This is an optimization exercise on Yosys and OpenROAD, whose aim is small area, not a production implementation.
Only simulation tests tie the RTL to the original design; equivalence was not proved.
The series may have gaps, and a smaller design here may also do less where the tests do not look.
Power figures rest on the tool's default switching activity, not on a simulated workload.

File: flow/design.v
`timescale 1ns / 1ps
`timescale 1ns / 1ps
`timescale 1ns / 1ps
module fa(input a, b, c, output s, co);
    assign {co, s} = a + b + c;
endmodule
module ha(input a, b, output s, co);
    assign {co, s} = a + b;
endmodule
module aoi222(input a, b, c, d, e, f, output y);
    assign y = ~((a & b) | (c & d) | (e & f));
endmodule
module nand5(input a, b, c, d, e, output y);
    assign y = ~(a & b & c & d & e);
endmodule
module rdbit(input [14:0] d, input [14:0] s, output y);
    wire [4:0] n;
    genvar i;
    generate for (i = 0; i < 5; i = i + 1) begin : g
        aoi222 u(.a(d[3*i]), .b(s[3*i]), .c(d[3*i+1]), .d(s[3*i+1]), .e(d[3*i+2]), .f(s[3*i+2]), .y(n[i]));
    end endgenerate
    nand5 u5(.a(n[0]), .b(n[1]), .c(n[2]), .d(n[3]), .e(n[4]), .y(y));
endmodule
module mx2n(input a, b, s, output y);
    assign y = ~(s ? b : a);
endmodule
module nr2(input a, b, output y);
    assign y = ~(a | b);
endmodule
module nd2(input a, b, output y);
    assign y = ~(a & b);
endmodule
module shr32(input [31:0] xn, input [4:0] n, output [31:0] y);
    wire [31:0] s [0:5];
    wire [4:0] nn = ~n;
    assign s[0] = xn;
    genvar k, i;
    generate for (k = 0; k < 5; k = k + 1) begin : st
        for (i = 0; i < 32; i = i + 1) begin : b
            if (i + (1 << k) < 32) begin : m
                mx2n u(.a(s[k][i]), .b(s[k][i + (1 << k)]), .s(n[k]), .y(s[k+1][i]));
            end else if (k % 2 == 0) begin : z0
                nr2 u(.a(s[k][i]), .b(n[k]), .y(s[k+1][i]));
            end else begin : z1
                nd2 u(.a(s[k][i]), .b(nn[k]), .y(s[k+1][i]));
            end
        end
    end endgenerate
    assign y = s[5];
endmodule
module wd5(input [4:0] d, input [4:0] s, output y);
    assign y = |(d & s);
endmodule
module benc(input b2, b1, b0, output one, two, neg);
    assign one = b1 ^ b0;
    assign two = (b2 & ~b1 & ~b0) | (~b2 & b1 & b0);
    assign neg = b2 & ~(b1 & b0);
endmodule
module bpp(input q1, q0, one, two, output p);
    assign p = (one & q1) | (two & q0);
endmodule
module xor2(input a, b, output y);
    assign y = a ^ b;
endmodule
module add32(input [31:0] a, input [31:0] b, input ci, output [31:0] s, output co,
             output [31:0] g, output [31:0] t);
    assign g = a & b;
    assign t = a | b;
    wire [8:0] c;
    assign c[0] = ci;
    genvar k, i;
    generate for (k = 0; k < 8; k = k + 1) begin : blk
        wire [4:0] rc;
        assign rc[0] = c[k];
        for (i = 0; i < 4; i = i + 1) begin : bt
            fa u(.a(a[4*k+i]), .b(b[4*k+i]), .c(rc[i]), .s(s[4*k+i]), .co(rc[i+1]));
        end
        wire [3:0] gg = g[4*k +: 4];
        wire [3:0] tt = t[4*k +: 4];
        wire G = gg[3] | (tt[3] & gg[2]) | (tt[3] & tt[2] & gg[1]) | (tt[3] & tt[2] & tt[1] & gg[0]);
        wire T = &tt;
        assign c[k+1] = G | (T & c[k]);
    end endgenerate
    assign co = c[8];
endmodule
module darkriscv
(
    input             CLK,    
    input             RES,    
    input             HLT,    
    input      [31:0] INSTR_DATA,  
    output     [31:0] INSTR_ADDR,  
    input      [31:0] DATA_INPUT,  
    output     [31:0] DATA_OUTPUT,  
    output     [31:0] DATA_ADDR,  
    output     [ 3:0] BYTE_EN,    
    output            WR_EN,     
    output            RD_EN,     
    output [3:0]  DEBUG
);
    reg [31:7] IR;       
    reg [6:2]  OPC;      
    reg        OPV;      
    always @(posedge CLK)
        if (!HLT) begin
            IR  <= INSTR_DATA[31:7];
            OPC <= INSTR_DATA[6:2];
            OPV <= &INSTR_DATA[1:0];
        end
    reg [1:0]  FLUSH;    
    reg [31:0] NXPC2;    
    wire RUN = ~|FLUSH;
    wire IS_LUI   = OPV && OPC == 5'b01101;
    wire IS_AUIPC = OPV && OPC == 5'b00101;
    wire IS_JAL   = OPV && OPC == 5'b11011;
    wire IS_JALR  = OPV && OPC == 5'b11001;
    wire IS_BCC   = OPV && OPC == 5'b11000;
    wire IS_LCC   = OPV && OPC == 5'b00000;
    wire IS_SCC   = OPV && OPC == 5'b01000;
    wire IS_MCC   = OPV && OPC == 5'b00100;
    wire IS_RCC   = OPV && OPC == 5'b01100;
    wire IS_MAC   = OPV && OPC == 5'b11111;
    wire [2:0] FCT3  = IR[14:12];
    wire       F7B5  = IR[30];
    wire [3:0] DPTR  = IR[10:7];
    wire [3:0] S1PTR = IR[18:15];
    wire [3:0] S2PTR = IR[23:20];
    wire [31:0] IMM =
        IS_SCC ? { {20{IR[31]}}, IR[31:25], IR[11:7] } :
        IS_BCC ? { {20{IR[31]}}, IR[7], IR[30:25], IR[11:8], 1'b0 } :
        IS_JAL ? { {12{IR[31]}}, IR[19:12], IR[20], IR[30:21], 1'b0 } :
        (IS_LUI || IS_AUIPC) ? { IR[31:12], 12'd0 } :
                 { {20{IR[31]}}, IR[31:20] };
    reg [31:0] RG [1:15];
    reg [14:0] SEL1, SEL2, SELD;
    integer r;
    always @* begin
        for (r = 1; r < 16; r = r + 1) begin
            SEL1[r-1] = S1PTR == r;
            SEL2[r-1] = S2PTR == r;
            SELD[r-1] = DPTR == r;
        end
    end
    wire [14:0] SEL1H = IS_MAC ? SELD : SEL1;
    wire [31:0] U1REG, U2REG;
    wire [15:0] UDLO;
    genvar b, k;
    generate for (b = 0; b < 32; b = b + 1) begin : rd
        wire [14:0] col;
        for (k = 1; k < 16; k = k + 1) begin : c
            assign col[k-1] = RG[k][b];
        end
        rdbit r1(.d(col), .s(b < 16 ? SEL1 : SEL1H), .y(U1REG[b]));
        rdbit r2(.d(col), .s(SEL2), .y(U2REG[b]));
        if (b < 16) begin : lo
            rdbit r3(.d(col), .s(SELD), .y(UDLO[b]));
        end
    end endgenerate
    wire [31:0] PC = NXPC2 - 32'd8;
    wire [31:0] MS, MC;
    mac16 mac(.a(U1REG[15:0]), .b(U2REG[15:0]), .c({U1REG[31:16], UDLO}), .S(MS), .C(MC));
    wire LINK = IS_JAL || IS_JALR;
    wire [31:0] BX = IS_MCC ? { {20{IR[31] & (FCT3 != 3)}}, IR[31:20] } : U2REG;
    wire SUB = !IS_MAC && !LINK && (IS_BCC || FCT3 == 2 || FCT3 == 3 || (IS_RCC && FCT3 == 0 && F7B5));
    wire [31:0] AA = IS_MAC ? MS : LINK ? PC : U1REG;
    wire [31:0] AB = IS_MAC ? MC : LINK ? 32'd4 : (BX ^ {32{SUB}});
    wire [31:0] ADD, AG, AT;
    wire        ACO;
    add32 alu(.a(AA), .b(AB), .ci(SUB), .s(ADD), .co(ACO), .g(AG), .t(AT));
    wire LTU = ~ACO;
    wire LTS = (U1REG[31] ^ BX[31]) ? U1REG[31] : ADD[31];
    wire EQ  = ~|ADD;
    wire [31:0] LOGIC = FCT3[0] ? AG : FCT3[1] ? AT : (AT & ~AG);
    function [31:0] rev(input [31:0] x);
        integer q;
        for (q = 0; q < 32; q = q + 1) rev[q] = x[31-q];
    endfunction
    wire        ALUOP = IS_MCC || IS_RCC;
    wire        SLL = ALUOP && FCT3 == 1;
    wire        LB  = IS_LCC && FCT3[1:0] == 2'b00;    
    wire        LH  = IS_LCC && FCT3[1:0] == 2'b01;    
    wire [1:0]  BA  = ASUM[1:0];
    wire        SB  = IS_SCC && FCT3 == 0;             
    wire        SH  = IS_SCC && FCT3 == 1;             
    wire        BSH = LB || SB;                        
    wire        HSH = LH || SH;                        
    wire [31:0] SHI = IS_LCC ? DATA_INPUT : SLL ? rev(U1REG) : IS_SCC ? rev(U2REG) : U1REG;
    wire [4:0]  SHN = (IS_LCC || IS_SCC) ? { (BSH || HSH) && BA[1], BSH && BA[0], 3'd0 } : BX[4:0];
    wire [31:0] SHO;
    shr32 shifter(.xn(~SHI), .n(SHN), .y(SHO));
    wire        LSGN = !FCT3[2] && (LB ? SHO[7] : SHO[15]);
    wire [31:0] SHL = { (LB || LH) ? {16{LSGN}} : SHO[31:16],
                        LB ? {8{LSGN}} : SHO[15:8],
                        SHO[7:0] };
    wire BTAKEN = FCT3 == 4 ? LTS :
                  FCT3 == 5 ? ~LTS :
                  FCT3 == 6 ? LTU :
                  FCT3 == 7 ? ~LTU :
                  FCT3 == 0 ? EQ :
                  FCT3 == 1 ? ~EQ : 1'b0;
    wire JREQ = RUN && (IS_JAL || IS_JALR || (IS_BCC && BTAKEN));
    wire [31:0] ABASE = (IS_JAL || IS_BCC || IS_AUIPC) ? PC : IS_LUI ? 32'd0 : U1REG;
    wire [31:0] ASUM, DG, DT;
    wire        DCO;
    add32 aadd(.a(ABASE), .b(IMM), .ci(1'b0), .s(ASUM), .co(DCO), .g(DG), .t(DT));
    wire WRITE = RUN && (IS_AUIPC || IS_JAL || IS_JALR || IS_LUI || IS_LCC || IS_MCC || IS_RCC || IS_MAC);
    wire [4:0] WSEL = { !RES && (IS_AUIPC || IS_LUI), !RES && SLL, !RES && (IS_LCC || (ALUOP && FCT3 == 5)),
                        !RES && ALUOP && (FCT3 == 4 || FCT3[2:1] == 2'b11), !RES && (IS_MAC || LINK || (ALUOP && FCT3 == 0)) };
    wire WSLT = !RES && ALUOP && FCT3[2:1] == 2'b01;
    wire [31:0] SLLO = rev(SHO);
    wire [31:0] INC4; wire [32:2] icy;
    assign icy[2] = 1'b1;
    assign INC4[1:0] = NXPC2[1:0];
    genvar ic;
    generate for (ic = 2; ic < 32; ic = ic + 1) begin : incm
        ha u(.a(NXPC2[ic]), .b(icy[ic]), .s(INC4[ic]), .co(icy[ic+1]));
    end endgenerate
    wire [31:0] WDATA;
    genvar w;
    generate for (w = 0; w < 32; w = w + 1) begin : wm
        if (w == 0) begin : b0
            assign WDATA[0] = |({ASUM[0], SLLO[0], SHL[0], LOGIC[0], ADD[0]} & WSEL) | (WSLT && (FCT3[0] ? LTU : LTS));
        end else begin : bn
            wd5 u(.d({ASUM[w], SLLO[w], SHL[w], LOGIC[w], ADD[w]}), .s(WSEL), .y(WDATA[w]));
        end
    end endgenerate
    wire [31:0] WD = WDATA;
    always @(posedge CLK) begin
        FLUSH <= RES ? 2 : HLT ? FLUSH : FLUSH ? FLUSH - 1 : JREQ ? 2 : 0;
        NXPC2 <= RES ? 0 : HLT ? NXPC2 : JREQ ? ASUM : INC4;
    end
    integer i;
    always @(posedge CLK)
        for (i = 1; i < 16; i = i + 1)
            if (RES || (!HLT && WRITE && SELD[i-1]))
                RG[i] <= (i == 2) ? (WD | {18'd0, RES, 13'd0}) : WD;
    assign DATA_ADDR = ASUM;
    assign DATA_OUTPUT = rev(SHO);
    assign RD_EN = RUN && IS_LCC;
    assign WR_EN = RUN && IS_SCC;
    assign BYTE_EN = FCT3 == 0 || FCT3 == 4 ? ( BA == 3 ? 4'b1000 :
                                                BA == 2 ? 4'b0100 :
                                                BA == 1 ? 4'b0010 :
                                                          4'b0001 ) :
                     FCT3 == 1 || FCT3 == 5 ? ( BA[1] ? 4'b1100 : 4'b0011 ) :
                                              4'b1111;
    assign INSTR_ADDR = NXPC2;
    assign DEBUG = { RES, |FLUSH, WR_EN, RD_EN };
endmodule
module mac16(input [15:0] a, input [15:0] b, input [31:0] c, output [31:0] S, output [31:0] C);
  wire [16:-1] x = {a[15], a, 1'b0};
  wire [16:-1] y = {b, 1'b0};
  wire one0, two0, neg0;
  benc e0(.b2(b[1]), .b1(b[0]), .b0(1'b0), .one(one0), .two(two0), .neg(neg0));
  wire [16:0] p0;
  wire [16:-1] q0;
  assign q0[-1] = neg0;
  assign q0[16] = q0[15];
  genvar j0;
  generate for (j0 = 0; j0 < 16; j0 = j0 + 1) begin : x0
    xor2 s(.a(x[j0]), .b(neg0), .y(q0[j0]));
  end endgenerate
  generate for (j0 = 0; j0 < 17; j0 = j0 + 1) begin : g0
    bpp s(.q1(q0[j0]), .q0(q0[j0-1]), .one(one0), .two(two0), .p(p0[j0]));
  end endgenerate
  wire one1, two1, neg1;
  benc e1(.b2(b[3]), .b1(b[2]), .b0(b[1]), .one(one1), .two(two1), .neg(neg1));
  wire [16:0] p1;
  wire [16:-1] q1;
  assign q1[-1] = neg1;
  assign q1[16] = q1[15];
  genvar j1;
  generate for (j1 = 0; j1 < 16; j1 = j1 + 1) begin : x1
    xor2 s(.a(x[j1]), .b(neg1), .y(q1[j1]));
  end endgenerate
  generate for (j1 = 0; j1 < 17; j1 = j1 + 1) begin : g1
    bpp s(.q1(q1[j1]), .q0(q1[j1-1]), .one(one1), .two(two1), .p(p1[j1]));
  end endgenerate
  wire one2, two2, neg2;
  benc e2(.b2(b[5]), .b1(b[4]), .b0(b[3]), .one(one2), .two(two2), .neg(neg2));
  wire [16:0] p2;
  wire [16:-1] q2;
  assign q2[-1] = neg2;
  assign q2[16] = q2[15];
  genvar j2;
  generate for (j2 = 0; j2 < 16; j2 = j2 + 1) begin : x2
    xor2 s(.a(x[j2]), .b(neg2), .y(q2[j2]));
  end endgenerate
  generate for (j2 = 0; j2 < 17; j2 = j2 + 1) begin : g2
    bpp s(.q1(q2[j2]), .q0(q2[j2-1]), .one(one2), .two(two2), .p(p2[j2]));
  end endgenerate
  wire one3, two3, neg3;
  benc e3(.b2(b[7]), .b1(b[6]), .b0(b[5]), .one(one3), .two(two3), .neg(neg3));
  wire [16:0] p3;
  wire [16:-1] q3;
  assign q3[-1] = neg3;
  assign q3[16] = q3[15];
  genvar j3;
  generate for (j3 = 0; j3 < 16; j3 = j3 + 1) begin : x3
    xor2 s(.a(x[j3]), .b(neg3), .y(q3[j3]));
  end endgenerate
  generate for (j3 = 0; j3 < 17; j3 = j3 + 1) begin : g3
    bpp s(.q1(q3[j3]), .q0(q3[j3-1]), .one(one3), .two(two3), .p(p3[j3]));
  end endgenerate
  wire one4, two4, neg4;
  benc e4(.b2(b[9]), .b1(b[8]), .b0(b[7]), .one(one4), .two(two4), .neg(neg4));
  wire [16:0] p4;
  wire [16:-1] q4;
  assign q4[-1] = neg4;
  assign q4[16] = q4[15];
  genvar j4;
  generate for (j4 = 0; j4 < 16; j4 = j4 + 1) begin : x4
    xor2 s(.a(x[j4]), .b(neg4), .y(q4[j4]));
  end endgenerate
  generate for (j4 = 0; j4 < 17; j4 = j4 + 1) begin : g4
    bpp s(.q1(q4[j4]), .q0(q4[j4-1]), .one(one4), .two(two4), .p(p4[j4]));
  end endgenerate
  wire one5, two5, neg5;
  benc e5(.b2(b[11]), .b1(b[10]), .b0(b[9]), .one(one5), .two(two5), .neg(neg5));
  wire [16:0] p5;
  wire [16:-1] q5;
  assign q5[-1] = neg5;
  assign q5[16] = q5[15];
  genvar j5;
  generate for (j5 = 0; j5 < 16; j5 = j5 + 1) begin : x5
    xor2 s(.a(x[j5]), .b(neg5), .y(q5[j5]));
  end endgenerate
  generate for (j5 = 0; j5 < 17; j5 = j5 + 1) begin : g5
    bpp s(.q1(q5[j5]), .q0(q5[j5-1]), .one(one5), .two(two5), .p(p5[j5]));
  end endgenerate
  wire one6, two6, neg6;
  benc e6(.b2(b[13]), .b1(b[12]), .b0(b[11]), .one(one6), .two(two6), .neg(neg6));
  wire [16:0] p6;
  wire [16:-1] q6;
  assign q6[-1] = neg6;
  assign q6[16] = q6[15];
  genvar j6;
  generate for (j6 = 0; j6 < 16; j6 = j6 + 1) begin : x6
    xor2 s(.a(x[j6]), .b(neg6), .y(q6[j6]));
  end endgenerate
  generate for (j6 = 0; j6 < 17; j6 = j6 + 1) begin : g6
    bpp s(.q1(q6[j6]), .q0(q6[j6-1]), .one(one6), .two(two6), .p(p6[j6]));
  end endgenerate
  wire one7, two7, neg7;
  benc e7(.b2(b[15]), .b1(b[14]), .b0(b[13]), .one(one7), .two(two7), .neg(neg7));
  wire [16:0] p7;
  wire [16:-1] q7;
  assign q7[-1] = neg7;
  assign q7[16] = q7[15];
  genvar j7;
  generate for (j7 = 0; j7 < 16; j7 = j7 + 1) begin : x7
    xor2 s(.a(x[j7]), .b(neg7), .y(q7[j7]));
  end endgenerate
  generate for (j7 = 0; j7 < 17; j7 = j7 + 1) begin : g7
    bpp s(.q1(q7[j7]), .q0(q7[j7-1]), .one(one7), .two(two7), .p(p7[j7]));
  end endgenerate
  wire t1, t2; ha ut1(.a(p0[14]), .b(p1[12]), .s(t1), .co(t2));
  wire t3, t4; ha ut3(.a(p0[15]), .b(p1[13]), .s(t3), .co(t4));
  wire t5, t6; ha ut5(.a(p0[16]), .b(p1[14]), .s(t5), .co(t6));
  wire t7, t8; ha ut7(.a(p0[16]), .b(p1[15]), .s(t7), .co(t8));
  wire t9, t10; ha ut9(.a(~p0[16]), .b(~p1[16]), .s(t9), .co(t10));
  wire t11, t12; ha ut11(.a(p0[8]), .b(p1[6]), .s(t11), .co(t12));
  wire t13, t14; ha ut13(.a(p0[9]), .b(p1[7]), .s(t13), .co(t14));
  wire t15, t16; fa ut15(.a(p0[10]), .b(p1[8]), .c(p2[6]), .s(t15), .co(t16));
  wire t17, t18; ha ut17(.a(p3[4]), .b(p4[2]), .s(t17), .co(t18));
  wire t19, t20; fa ut19(.a(p0[11]), .b(p1[9]), .c(p2[7]), .s(t19), .co(t20));
  wire t21, t22; ha ut21(.a(p3[5]), .b(p4[3]), .s(t21), .co(t22));
  wire t23, t24; fa ut23(.a(p0[12]), .b(p1[10]), .c(p2[8]), .s(t23), .co(t24));
  wire t25, t26; fa ut25(.a(p3[6]), .b(p4[4]), .c(p5[2]), .s(t25), .co(t26));
  wire t27, t28; ha ut27(.a(p6[0]), .b(neg6), .s(t27), .co(t28));
  wire t29, t30; fa ut29(.a(p0[13]), .b(p1[11]), .c(p2[9]), .s(t29), .co(t30));
  wire t31, t32; fa ut31(.a(p3[7]), .b(p4[5]), .c(p5[3]), .s(t31), .co(t32));
  wire t33, t34; ha ut33(.a(p6[1]), .b(c[13]), .s(t33), .co(t34));
  wire t35, t36; fa ut35(.a(t1), .b(p2[10]), .c(p3[8]), .s(t35), .co(t36));
  wire t37, t38; fa ut37(.a(p4[6]), .b(p5[4]), .c(p6[2]), .s(t37), .co(t38));
  wire t39, t40; fa ut39(.a(p7[0]), .b(neg7), .c(c[14]), .s(t39), .co(t40));
  wire t41, t42; fa ut41(.a(t3), .b(p2[11]), .c(p3[9]), .s(t41), .co(t42));
  wire t43, t44; fa ut43(.a(p4[7]), .b(p5[5]), .c(p6[3]), .s(t43), .co(t44));
  wire t45, t46; fa ut45(.a(p7[1]), .b(c[15]), .c(t2), .s(t45), .co(t46));
  wire t47, t48; fa ut47(.a(t5), .b(p2[12]), .c(p3[10]), .s(t47), .co(t48));
  wire t49, t50; fa ut49(.a(p4[8]), .b(p5[6]), .c(p6[4]), .s(t49), .co(t50));
  wire t51, t52; fa ut51(.a(p7[2]), .b(c[16]), .c(t4), .s(t51), .co(t52));
  wire t53, t54; fa ut53(.a(t7), .b(p2[13]), .c(p3[11]), .s(t53), .co(t54));
  wire t55, t56; fa ut55(.a(p4[9]), .b(p5[7]), .c(p6[5]), .s(t55), .co(t56));
  wire t57, t58; fa ut57(.a(p7[3]), .b(c[17]), .c(t6), .s(t57), .co(t58));
  wire t59, t60; fa ut59(.a(t9), .b(p2[14]), .c(p3[12]), .s(t59), .co(t60));
  wire t61, t62; fa ut61(.a(p4[10]), .b(p5[8]), .c(p6[6]), .s(t61), .co(t62));
  wire t63, t64; fa ut63(.a(p7[4]), .b(c[18]), .c(t8), .s(t63), .co(t64));
  wire t65, t66; fa ut65(.a(p3[13]), .b(p4[11]), .c(p5[9]), .s(t65), .co(t66));
  wire t67, t68; fa ut67(.a(p6[7]), .b(p7[5]), .c(c[19]), .s(t67), .co(t68));
  wire t69, t70; ha ut69(.a(~p2[15]), .b(t10), .s(t69), .co(t70));
  wire t71, t72; fa ut71(.a(~p2[16]), .b(p3[14]), .c(p4[12]), .s(t71), .co(t72));
  wire t73, t74; fa ut73(.a(p5[10]), .b(p6[8]), .c(p7[6]), .s(t73), .co(t74));
  wire t75, t76; ha ut75(.a(c[20]), .b(p2[15]), .s(t75), .co(t76));
  wire t77, t78; fa ut77(.a(p4[13]), .b(p5[11]), .c(p6[9]), .s(t77), .co(t78));
  wire t79, t80; ha ut79(.a(p7[7]), .b(c[21]), .s(t79), .co(t80));
  wire t81, t82; fa ut81(.a(~p3[16]), .b(p4[14]), .c(p5[12]), .s(t81), .co(t82));
  wire t83, t84; ha ut83(.a(p6[10]), .b(p7[8]), .s(t83), .co(t84));
  wire t85, t86; ha ut85(.a(p5[13]), .b(p6[11]), .s(t85), .co(t86));
  wire t87, t88; ha ut87(.a(~p4[16]), .b(p5[14]), .s(t87), .co(t88));
  wire t89, t90; ha ut89(.a(p0[4]), .b(p1[2]), .s(t89), .co(t90));
  wire t91, t92; ha ut91(.a(p0[5]), .b(p1[3]), .s(t91), .co(t92));
  wire t93, t94; fa ut93(.a(p0[6]), .b(p1[4]), .c(p2[2]), .s(t93), .co(t94));
  wire t95, t96; ha ut95(.a(p3[0]), .b(neg3), .s(t95), .co(t96));
  wire t97, t98; fa ut97(.a(p0[7]), .b(p1[5]), .c(p2[3]), .s(t97), .co(t98));
  wire t99, t100; ha ut99(.a(p3[1]), .b(c[7]), .s(t99), .co(t100));
  wire t101, t102; fa ut101(.a(t11), .b(p2[4]), .c(p3[2]), .s(t101), .co(t102));
  wire t103, t104; fa ut103(.a(p4[0]), .b(neg4), .c(c[8]), .s(t103), .co(t104));
  wire t105, t106; fa ut105(.a(t13), .b(p2[5]), .c(p3[3]), .s(t105), .co(t106));
  wire t107, t108; fa ut107(.a(p4[1]), .b(c[9]), .c(t12), .s(t107), .co(t108));
  wire t109, t110; fa ut109(.a(t15), .b(t17), .c(p5[0]), .s(t109), .co(t110));
  wire t111, t112; fa ut111(.a(neg5), .b(c[10]), .c(t14), .s(t111), .co(t112));
  wire t113, t114; fa ut113(.a(t19), .b(t21), .c(p5[1]), .s(t113), .co(t114));
  wire t115, t116; fa ut115(.a(c[11]), .b(t16), .c(t18), .s(t115), .co(t116));
  wire t117, t118; fa ut117(.a(t23), .b(t25), .c(t27), .s(t117), .co(t118));
  wire t119, t120; fa ut119(.a(c[12]), .b(t20), .c(t22), .s(t119), .co(t120));
  wire t121, t122; fa ut121(.a(t29), .b(t31), .c(t33), .s(t121), .co(t122));
  wire t123, t124; fa ut123(.a(t24), .b(t26), .c(t28), .s(t123), .co(t124));
  wire t125, t126; fa ut125(.a(t35), .b(t37), .c(t39), .s(t125), .co(t126));
  wire t127, t128; fa ut127(.a(t30), .b(t32), .c(t34), .s(t127), .co(t128));
  wire t129, t130; fa ut129(.a(t41), .b(t43), .c(t45), .s(t129), .co(t130));
  wire t131, t132; fa ut131(.a(t36), .b(t38), .c(t40), .s(t131), .co(t132));
  wire t133, t134; fa ut133(.a(t47), .b(t49), .c(t51), .s(t133), .co(t134));
  wire t135, t136; fa ut135(.a(t42), .b(t44), .c(t46), .s(t135), .co(t136));
  wire t137, t138; fa ut137(.a(t53), .b(t55), .c(t57), .s(t137), .co(t138));
  wire t139, t140; fa ut139(.a(t48), .b(t50), .c(t52), .s(t139), .co(t140));
  wire t141, t142; fa ut141(.a(t59), .b(t61), .c(t63), .s(t141), .co(t142));
  wire t143, t144; fa ut143(.a(t54), .b(t56), .c(t58), .s(t143), .co(t144));
  wire t145, t146; fa ut145(.a(t65), .b(t67), .c(t69), .s(t145), .co(t146));
  wire t147, t148; fa ut147(.a(t60), .b(t62), .c(t64), .s(t147), .co(t148));
  wire t149, t150; fa ut149(.a(t71), .b(t73), .c(t75), .s(t149), .co(t150));
  wire t151, t152; fa ut151(.a(t66), .b(t68), .c(t70), .s(t151), .co(t152));
  wire t153, t154; fa ut153(.a(t77), .b(t79), .c(~p3[15]), .s(t153), .co(t154));
  wire t155, t156; fa ut155(.a(t72), .b(t74), .c(t76), .s(t155), .co(t156));
  wire t157, t158; fa ut157(.a(t81), .b(t83), .c(c[22]), .s(t157), .co(t158));
  wire t159, t160; fa ut159(.a(p3[15]), .b(t78), .c(t80), .s(t159), .co(t160));
  wire t161, t162; fa ut161(.a(t85), .b(p7[9]), .c(c[23]), .s(t161), .co(t162));
  wire t163, t164; fa ut163(.a(~p4[15]), .b(t82), .c(t84), .s(t163), .co(t164));
  wire t165, t166; fa ut165(.a(t87), .b(p6[12]), .c(p7[10]), .s(t165), .co(t166));
  wire t167, t168; fa ut167(.a(c[24]), .b(p4[15]), .c(t86), .s(t167), .co(t168));
  wire t169, t170; fa ut169(.a(p6[13]), .b(p7[11]), .c(c[25]), .s(t169), .co(t170));
  wire t171, t172; ha ut171(.a(~p5[15]), .b(t88), .s(t171), .co(t172));
  wire t173, t174; fa ut173(.a(~p5[16]), .b(p6[14]), .c(p7[12]), .s(t173), .co(t174));
  wire t175, t176; ha ut175(.a(c[26]), .b(p5[15]), .s(t175), .co(t176));
  wire t177, t178; ha ut177(.a(p7[13]), .b(c[27]), .s(t177), .co(t178));
  wire t179, t180; ha ut179(.a(~p6[16]), .b(p7[14]), .s(t179), .co(t180));
  wire t181, t182; ha ut181(.a(p0[2]), .b(p1[0]), .s(t181), .co(t182));
  wire t183, t184; ha ut183(.a(p0[3]), .b(p1[1]), .s(t183), .co(t184));
  wire t185, t186; fa ut185(.a(t89), .b(p2[0]), .c(neg2), .s(t185), .co(t186));
  wire t187, t188; fa ut187(.a(t91), .b(p2[1]), .c(c[5]), .s(t187), .co(t188));
  wire t189, t190; fa ut189(.a(t93), .b(t95), .c(c[6]), .s(t189), .co(t190));
  wire t191, t192; fa ut191(.a(t97), .b(t99), .c(t94), .s(t191), .co(t192));
  wire t193, t194; fa ut193(.a(t101), .b(t103), .c(t98), .s(t193), .co(t194));
  wire t195, t196; fa ut195(.a(t105), .b(t107), .c(t102), .s(t195), .co(t196));
  wire t197, t198; fa ut197(.a(t109), .b(t111), .c(t106), .s(t197), .co(t198));
  wire t199, t200; fa ut199(.a(t113), .b(t115), .c(t110), .s(t199), .co(t200));
  wire t201, t202; fa ut201(.a(t117), .b(t119), .c(t114), .s(t201), .co(t202));
  wire t203, t204; fa ut203(.a(t121), .b(t123), .c(t118), .s(t203), .co(t204));
  wire t205, t206; fa ut205(.a(t125), .b(t127), .c(t122), .s(t205), .co(t206));
  wire t207, t208; fa ut207(.a(t129), .b(t131), .c(t126), .s(t207), .co(t208));
  wire t209, t210; fa ut209(.a(t133), .b(t135), .c(t130), .s(t209), .co(t210));
  wire t211, t212; fa ut211(.a(t137), .b(t139), .c(t134), .s(t211), .co(t212));
  wire t213, t214; fa ut213(.a(t141), .b(t143), .c(t138), .s(t213), .co(t214));
  wire t215, t216; fa ut215(.a(t145), .b(t147), .c(t142), .s(t215), .co(t216));
  wire t217, t218; fa ut217(.a(t149), .b(t151), .c(t146), .s(t217), .co(t218));
  wire t219, t220; fa ut219(.a(t153), .b(t155), .c(t150), .s(t219), .co(t220));
  wire t221, t222; fa ut221(.a(t157), .b(t159), .c(t154), .s(t221), .co(t222));
  wire t223, t224; fa ut223(.a(t161), .b(t163), .c(t158), .s(t223), .co(t224));
  wire t225, t226; fa ut225(.a(t165), .b(t167), .c(t162), .s(t225), .co(t226));
  wire t227, t228; fa ut227(.a(t169), .b(t171), .c(t166), .s(t227), .co(t228));
  wire t229, t230; fa ut229(.a(t173), .b(t175), .c(t170), .s(t229), .co(t230));
  wire t231, t232; fa ut231(.a(t177), .b(~p6[15]), .c(t174), .s(t231), .co(t232));
  wire t233, t234; fa ut233(.a(t179), .b(c[28]), .c(p6[15]), .s(t233), .co(t234));
  wire t235, t236; ha ut235(.a(c[29]), .b(~p7[15]), .s(t235), .co(t236));
  wire t237, t238; ha ut237(.a(~p7[16]), .b(c[30]), .s(t237), .co(t238));
  wire t239, t240; ha ut239(.a(p0[0]), .b(neg0), .s(t239), .co(t240));
  wire t241, t242; ha ut241(.a(p0[1]), .b(c[1]), .s(t241), .co(t242));
  wire t243, t244; fa ut243(.a(t181), .b(neg1), .c(c[2]), .s(t243), .co(t244));
  wire t245, t246; fa ut245(.a(t183), .b(c[3]), .c(t182), .s(t245), .co(t246));
  wire t247, t248; fa ut247(.a(t185), .b(c[4]), .c(t184), .s(t247), .co(t248));
  wire t249, t250; fa ut249(.a(t187), .b(t90), .c(t186), .s(t249), .co(t250));
  wire t251, t252; fa ut251(.a(t189), .b(t92), .c(t188), .s(t251), .co(t252));
  wire t253, t254; fa ut253(.a(t191), .b(t96), .c(t190), .s(t253), .co(t254));
  wire t255, t256; fa ut255(.a(t193), .b(t100), .c(t192), .s(t255), .co(t256));
  wire t257, t258; fa ut257(.a(t195), .b(t104), .c(t194), .s(t257), .co(t258));
  wire t259, t260; fa ut259(.a(t197), .b(t108), .c(t196), .s(t259), .co(t260));
  wire t261, t262; fa ut261(.a(t199), .b(t112), .c(t198), .s(t261), .co(t262));
  wire t263, t264; fa ut263(.a(t201), .b(t116), .c(t200), .s(t263), .co(t264));
  wire t265, t266; fa ut265(.a(t203), .b(t120), .c(t202), .s(t265), .co(t266));
  wire t267, t268; fa ut267(.a(t205), .b(t124), .c(t204), .s(t267), .co(t268));
  wire t269, t270; fa ut269(.a(t207), .b(t128), .c(t206), .s(t269), .co(t270));
  wire t271, t272; fa ut271(.a(t209), .b(t132), .c(t208), .s(t271), .co(t272));
  wire t273, t274; fa ut273(.a(t211), .b(t136), .c(t210), .s(t273), .co(t274));
  wire t275, t276; fa ut275(.a(t213), .b(t140), .c(t212), .s(t275), .co(t276));
  wire t277, t278; fa ut277(.a(t215), .b(t144), .c(t214), .s(t277), .co(t278));
  wire t279, t280; fa ut279(.a(t217), .b(t148), .c(t216), .s(t279), .co(t280));
  wire t281, t282; fa ut281(.a(t219), .b(t152), .c(t218), .s(t281), .co(t282));
  wire t283, t284; fa ut283(.a(t221), .b(t156), .c(t220), .s(t283), .co(t284));
  wire t285, t286; fa ut285(.a(t223), .b(t160), .c(t222), .s(t285), .co(t286));
  wire t287, t288; fa ut287(.a(t225), .b(t164), .c(t224), .s(t287), .co(t288));
  wire t289, t290; fa ut289(.a(t227), .b(t168), .c(t226), .s(t289), .co(t290));
  wire t291, t292; fa ut291(.a(t229), .b(t172), .c(t228), .s(t291), .co(t292));
  wire t293, t294; fa ut293(.a(t231), .b(t176), .c(t230), .s(t293), .co(t294));
  wire t295, t296; fa ut295(.a(t233), .b(t178), .c(t232), .s(t295), .co(t296));
  wire t297, t298; fa ut297(.a(t235), .b(t180), .c(t234), .s(t297), .co(t298));
  wire t299, t300; fa ut299(.a(t237), .b(p7[15]), .c(t236), .s(t299), .co(t300));
  wire t301, t302; ha ut301(.a(~c[31]), .b(t238), .s(t301), .co(t302));
  assign S[0] = t239;
  assign C[0] = c[0];
  assign S[1] = t241;
  assign C[1] = t240;
  assign S[2] = t243;
  assign C[2] = t242;
  assign S[3] = t245;
  assign C[3] = t244;
  assign S[4] = t247;
  assign C[4] = t246;
  assign S[5] = t249;
  assign C[5] = t248;
  assign S[6] = t251;
  assign C[6] = t250;
  assign S[7] = t253;
  assign C[7] = t252;
  assign S[8] = t255;
  assign C[8] = t254;
  assign S[9] = t257;
  assign C[9] = t256;
  assign S[10] = t259;
  assign C[10] = t258;
  assign S[11] = t261;
  assign C[11] = t260;
  assign S[12] = t263;
  assign C[12] = t262;
  assign S[13] = t265;
  assign C[13] = t264;
  assign S[14] = t267;
  assign C[14] = t266;
  assign S[15] = t269;
  assign C[15] = t268;
  assign S[16] = t271;
  assign C[16] = t270;
  assign S[17] = t273;
  assign C[17] = t272;
  assign S[18] = t275;
  assign C[18] = t274;
  assign S[19] = t277;
  assign C[19] = t276;
  assign S[20] = t279;
  assign C[20] = t278;
  assign S[21] = t281;
  assign C[21] = t280;
  assign S[22] = t283;
  assign C[22] = t282;
  assign S[23] = t285;
  assign C[23] = t284;
  assign S[24] = t287;
  assign C[24] = t286;
  assign S[25] = t289;
  assign C[25] = t288;
  assign S[26] = t291;
  assign C[26] = t290;
  assign S[27] = t293;
  assign C[27] = t292;
  assign S[28] = t295;
  assign C[28] = t294;
  assign S[29] = t297;
  assign C[29] = t296;
  assign S[30] = t299;
  assign C[30] = t298;
  assign S[31] = t301;
  assign C[31] = t300;
endmodule
File: flow/flow/run.sh
#!/bin/bash
# Own layout flow: the standard ORFS layout (standard.sh, with its
# synthesis unchanged) with two changes.
#  - The port buffers that global placement inserts are buf_1 cells.
#  - CTS uses clkbuf_8 in clusters of at most 12 sinks within 80 um, and
#    inserts no dummy loads.
# make's full output goes to make.log here; each ORFS step logs to orfs/logs.
set -euo pipefail
WORK=$(pwd)
bash "$WORK/standard.sh" \
    "BUFFER_PORTS_ARGS=-buffer_cell sky130_fd_sc_hd__buf_1" \
    "CTS_ARGS=-sink_clustering_enable -repair_clock_nets -dont_use_dummy_load -buf_list sky130_fd_sc_hd__clkbuf_8 -sink_clustering_size 12 -sink_clustering_max_diameter 80" \
    finish > "$WORK/make.log" 2>&1
File: flow/standard.sh
#!/bin/bash
# synth_recipe.tcl (not shown) runs the flow's synth.tcl, then flattens the netlist and writes it again
# the make line also repeats each setting of config.mk as NAME=value (left out here)
make -C /OpenROAD-flow-scripts/flow DESIGN_CONFIG=/design/flow/config.mk WORK_HOME=/design/flow/orfs CLKGATE_MAP_FILE= SYNTH_SCRIPT=/design/flow/synth_recipe.tcl "${@:-finish}"
File: flow/config.mk
export PLATFORM = sky130hd
export DESIGN_NAME = darkriscv
export DESIGN_NICKNAME = darkriscv
export VERILOG_FILES = /design/flow/design.v
export SDC_FILE = /design/flow/constraint.sdc
export NUM_CORES = 4
export LEC_CHECK = 0
export CAP_MARGIN = 20
export CORE_MARGIN = 2
export CORE_UTILIZATION = 60
export SETUP_SLACK_MARGIN = 0.1
export SLEW_MARGIN = 20
export SYNTH_HIERARCHICAL = 1
File: flow/constraint.sdc
create_clock -name core_clock -period 12.0 [get_ports {CLK}]
set_input_delay 2.4000 -clock core_clock [delete_from_list [all_inputs] [get_ports {CLK}]]
set_output_delay 2.4000 -clock core_clock [all_outputs]
set_load 0.01 [all_outputs]
### Pin placement, run 1

Scale: 1.5 px per µm. Pins as bars across the die edge, other pins in gray.
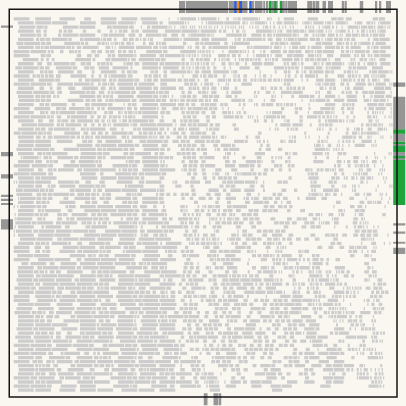
- green: `DATA_OUTPUT` (pins 32; direction output; edge 29 east, 3 north)
- orange: `RES` (pins 1; direction input; edge north)
- blue: `DEBUG` (pins 4; direction output; edge north)
Die X: 258 µm
Die Y: 258 µm
port bufs: 172

### The clock network, run 1

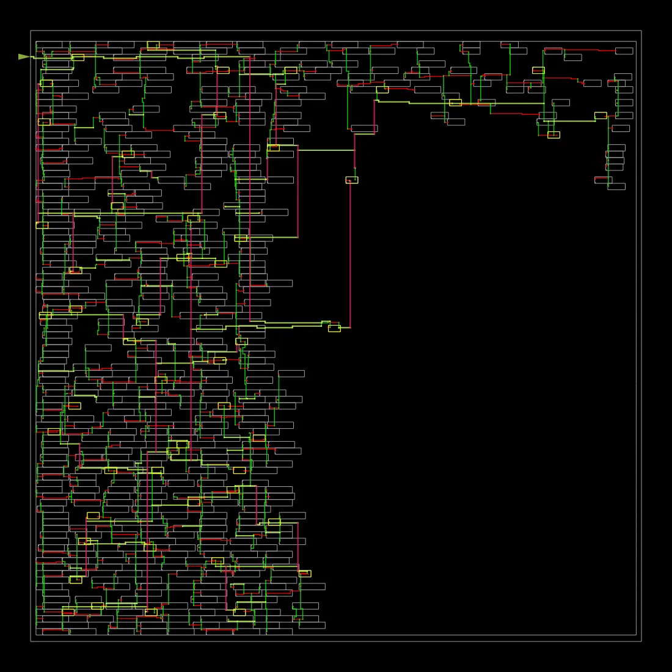
Clock Skews: 0.125 ns
Clk. pwr: 996 µW
clock latency (worst-skew pair): 0.71 ns
Num CTS Buffers: 52

### Signal wires on met2, run 1

Scale: 2 px per µm.
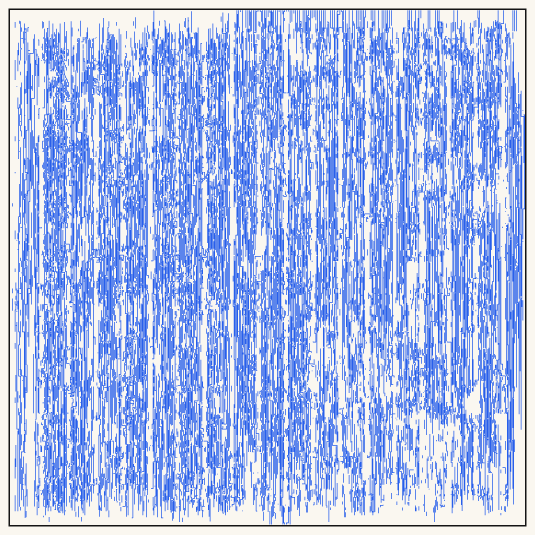
- nets with wire on the layer: 3466
- share of all routed wire: 43%
- main direction: vertical
- wire length on this layer: 70.8 mm
- longest straight run: 177 µm

==> notes.md, run 1 <==
seq pwr between 2 and 2.5 mW; num tapcells roughly 850; Critical Path End Type register; Internal roughly 4.7 mW; Max Fanout on Critical Path 33; Worst IR Drop VDD 186 µV; CP required approximately 12 ns; WP data arrival about 12 ns; DR top layer met5; area of the multi-input gates 21500 µm²; final worst setup slack roughly 0.45 ns; via count between 30000 and 40000; relative slew slack between 10% and 20%; met3 Usage GRT ~15%; TritonCTS clock tree yes; vias per cell around 8; multi-input logic portion of the cell area 51.2%; initial antenna violation count 9; layout cells sized above 1 a little under an eighth; Area growth syn-to-layout 8.74%; status timing/DRC/antenna clean; Syn Inst Count ~3300; post-route clock period utilization between 90% and 100%; Startpoint Class register; CTS sink count roughly 550; global route hottest layer met2; Yosys Warn Count 9
--- run 2 (diff from run 1) ---
--- a/flow/design.v
+++ b/flow/design.v
@@ -83,6 +83,25 @@
     end endgenerate
     assign co = c[8];
 endmodule
+module add32n(input [31:0] a, input [31:0] b, output [31:0] s);
+    wire [31:0] g = a & b;
+    wire [31:0] t = a | b;
+    wire [8:0] c;
+    assign c[0] = 1'b0;
+    genvar k, i;
+    generate for (k = 0; k < 8; k = k + 1) begin : blk
+        wire [4:0] rc;
+        assign rc[0] = c[k];
+        for (i = 0; i < 4; i = i + 1) begin : bt
+            fa u(.a(a[4*k+i]), .b(b[4*k+i]), .c(rc[i]), .s(s[4*k+i]), .co(rc[i+1]));
+        end
+        wire [3:0] gg = g[4*k +: 4];
+        wire [3:0] tt = t[4*k +: 4];
+        wire G = gg[3] | (tt[3] & gg[2]) | (tt[3] & tt[2] & gg[1]) | (tt[3] & tt[2] & tt[1] & gg[0]);
+        wire T = &tt;
+        assign c[k+1] = G | (T & c[k]);
+    end endgenerate
+endmodule
 module darkriscv
 (
     input             CLK,    
@@ -200,9 +219,8 @@
                   FCT3 == 1 ? ~EQ : 1'b0;
     wire JREQ = RUN && (IS_JAL || IS_JALR || (IS_BCC && BTAKEN));
     wire [31:0] ABASE = (IS_JAL || IS_BCC || IS_AUIPC) ? PC : IS_LUI ? 32'd0 : U1REG;
-    wire [31:0] ASUM, DG, DT;
-    wire        DCO;
-    add32 aadd(.a(ABASE), .b(IMM), .ci(1'b0), .s(ASUM), .co(DCO), .g(DG), .t(DT));
+    wire [31:0] ASUM;
+    add32n aadd(.a(ABASE), .b(IMM), .s(ASUM));
     wire WRITE = RUN && (IS_AUIPC || IS_JAL || IS_JALR || IS_LUI || IS_LCC || IS_MCC || IS_RCC || IS_MAC);
     wire [4:0] WSEL = { !RES && (IS_AUIPC || IS_LUI), !RES && SLL, !RES && (IS_LCC || (ALUOP && FCT3 == 5)),
                         !RES && ALUOP && (FCT3 == 4 || FCT3[2:1] == 2'b11), !RES && (IS_MAC || LINK || (ALUOP && FCT3 == 0)) };
### Signal wires on met2, run 2

Scale: 2 px per µm.
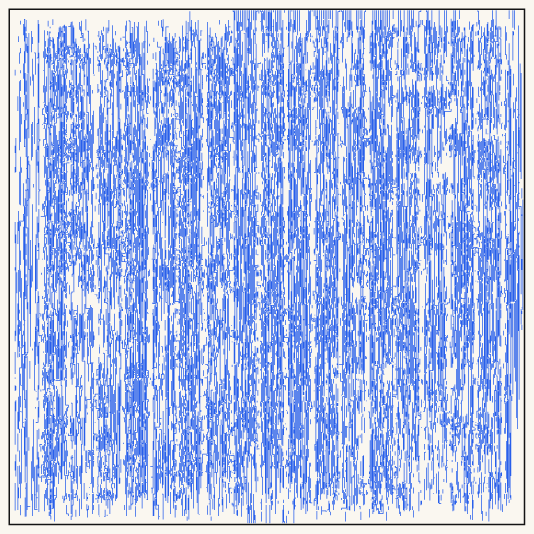
- nets with wire on the layer: 3415
- wire length on this layer: 69.0 mm
- main direction: vertical
- share of all routed wire: 42%

==> notes.md, run 2 <==
status timing/DRC/antenna clean (unchanged); via count 35200 (was 35600); multi-input logic portion of the cell area 51.5% (was 51.2%); Critical Path End Type register (unchanged); DR top layer met5 (unchanged); vias per cell 8.09 (was 8.06); Worst IR Drop VDD 190 µV (was 186 µV); relative slew slack 22.0% (was 17.4%); WP data arrival 12.15 ns (was 12.02 ns); Clock Skews 0.125 ns (about the same); final worst setup slack 0.338 ns (was 0.450 ns); seq pwr 2.35 mW (about the same); Max Fanout on Critical Path 33 (unchanged); clock latency (worst-skew pair) 0.72 ns (was 0.71 ns); Pwr Total 8.57 mW (was 8.64 mW); Signal buf overhead 4.76% (was 5.43%); num tapcells 846 (unchanged); layout cells sized above 1 10.5% (was 11.3%); met2 Resource Use GR 71.2% (was 73.1%); number of synthesized flops with an enable pin approximately 510; met3 Usage GRT 16.8% (was 15.4%); Clk. pwr 997 µW (was 996 µW); CTS sink count 545 (unchanged); synth unique cells 97; area of the multi-input gates 21400 µm² (was 21500 µm²); TritonCTS clock tree yes (unchanged); Internal 4.63 mW (was 4.66 mW); Area growth syn-to-layout 8.32% (was 8.74%); Startpoint Class register (unchanged); Syn Inst Count 3281 (was 3301); Num CTS Buffers 53 (was 52); Yosys Warn Count 9 (unchanged); port bufs 172 (unchanged)
### Pin placement, run 2

Scale: 1.5 px per µm. Pins as bars across the die edge, other pins in gray.
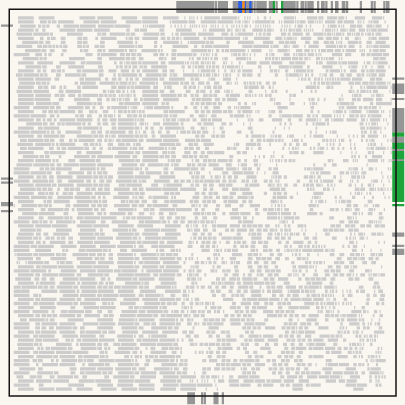
- blue: `DEBUG` (pins 4; direction output; edge north)
- orange: `RES` (pins 1; direction input; edge north)
- green: `DATA_OUTPUT` (pins 32; direction output; edge 30 east, 2 north)
- all pins by edge: 96 north, 60 east, 11 south, 6 west
Die X: 257 µm
Die Y: 257 µm

--- run 3 (diff from run 2) ---
--- a/flow/design.v
+++ b/flow/design.v
@@ -63,9 +63,11 @@
     assign y = a ^ b;
 endmodule
 module add32(input [31:0] a, input [31:0] b, input ci, output [31:0] s, output co,
-             output [31:0] g, output [31:0] t);
-    assign g = a & b;
-    assign t = a | b;
+             output [31:0] gn, output [31:0] tn);
+    wire [31:0] g = a & b;
+    wire [31:0] t = a | b;
+    assign gn = ~(a & b);
+    assign tn = ~(a | b);
     wire [8:0] c;
     assign c[0] = ci;
     genvar k, i;
@@ -185,7 +187,10 @@
     wire [31:0] AB = IS_MAC ? MC : LINK ? 32'd4 : (BX ^ {32{SUB}});
     wire [31:0] ADD, AG, AT;
     wire        ACO;
-    add32 alu(.a(AA), .b(AB), .ci(SUB), .s(ADD), .co(ACO), .g(AG), .t(AT));
+    wire [31:0] AGN, ATN;
+    add32 alu(.a(AA), .b(AB), .ci(SUB), .s(ADD), .co(ACO), .gn(AGN), .tn(ATN));
+    assign AG = ~AGN;
+    assign AT = ~ATN;
     wire LTU = ~ACO;
     wire LTS = (U1REG[31] ^ BX[31]) ? U1REG[31] : ADD[31];
     wire EQ  = ~|ADD;
### Routed metal, one color a layer, run 3

Scale: 3 px per µm. Only two layers are drawn.
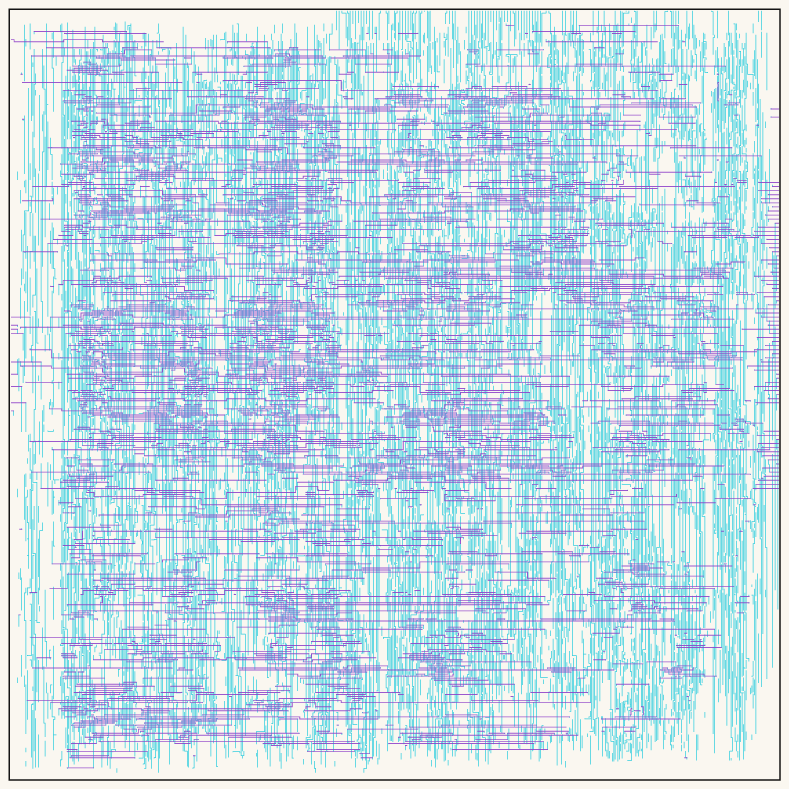
- cyan: metal 2 (wire length 69.1 mm)
- purple: metal 3 (wire length 26.4 mm)
via count: 35300
WL/cell: 38.2 µm

==> notes.md, run 3 <==
Pwr Total 8.72 mW (was 8.57 mW); commonest non-fill, non-tap cell in the layout edfxtp_1 (unchanged); final net count 3770 (was 3829); layout cells sized above 1 11.2% (was 10.5%); vias per cell 8.21 (was 8.09); relative slew slack 7.85% (was 22.0%); GRT Util Overall 48.7% (was 48.3%); clock latency (worst-skew pair) 0.70 ns (was 0.72 ns); area of the multi-input gates 21500 µm² (was 21400 µm²); Worst IR Drop VDD 219 µV (was 190 µV); Yosys Warn Count 9 (unchanged); CTS sink count 545 (unchanged); global route hottest layer met2 (unchanged); Layout Cells excl Fill 4305 (was 4357); Critical Path End Type register (unchanged); final worst setup slack 0.303 ns (was 0.338 ns); WP data arrival 12.29 ns (was 12.15 ns); status timing/DRC/antenna clean (unchanged); Area growth syn-to-layout 8.88% (was 8.32%); Syn Inst Count 3198 (was 3281); multi-input logic portion of the cell area 51.6% (was 51.5%); r2r setup slk 0.30 ns (was 0.34 ns); number of synthesized flops with an enable pin 511 (unchanged); Num CTS Buffers 52 (was 53); XOR/XNOR Fraction of Synth Area 4.26% (was 4.22%); Signal buf overhead 5.05% (was 4.76%); met3 Usage GRT 17.8% (was 16.8%); synth unique cells 86 (was 97); Internal 4.66 mW (was 4.63 mW); initial antenna violation count 13 (was 8); Clk. pwr 985 µW (was 997 µW); Max Fanout on Critical Path 33 (unchanged); Die X 256 µm (was 257 µm); seq pwr 2.35 mW (about the same); num tapcells 846 (unchanged); Area-dominant class multi-input combinational cells (unchanged); post-route clock period utilization 97.5% (was 97.2%); port bufs 172 (unchanged); TritonCTS clock tree yes (unchanged); Die Y 256 µm (was 257 µm)
### Logic cells by family, run 3

Scale: 2 px per µm.
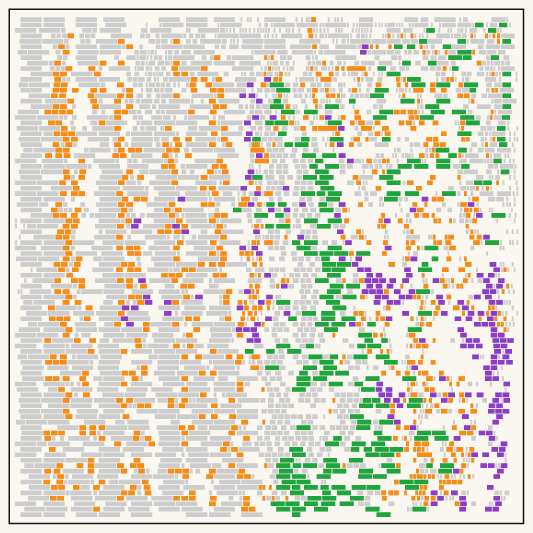
- purple: multiplexers (cells 225)
- orange: inverting AOI/OAI gates (cells 834; where widely spread)
- green: adder and majority cells (cells 262)

-- what the ideal ports hide --
The flow's constraints put no driver on any port. The routed layouts listed below were extracted and timed again, unchanged, in two steps. Step 1: set_driving_cell puts a clkbuf_16 on CLK and a buf_2 on each other input, an assumption about the parent block. Step 2 times the ports against the registers' clock, not the clock port: input delays grow and output delays shrink by t, the midpoint of the rising clock arrivals with the driver on. Slacks: ideal ports / drivers / drivers and shift; pairs: ideal ports / drivers.
run	t (ns)	setup WS [ns]	hold WS [ns]	clock arrival spread, ns
run 1	0.709	0.450 / 0.450 / 0.450	0.493 / 0.493 / 0.493	0.125 / 0.125
run 2	0.730	0.338 / 0.338 / 0.338	0.495 / 0.495 / 0.495	0.125 / 0.125
run 3	0.722	0.303 / 0.303 / 0.303	0.493 / 0.493 / 0.493	0.091 / 0.091
After both steps setup and hold are still met in every run listed.
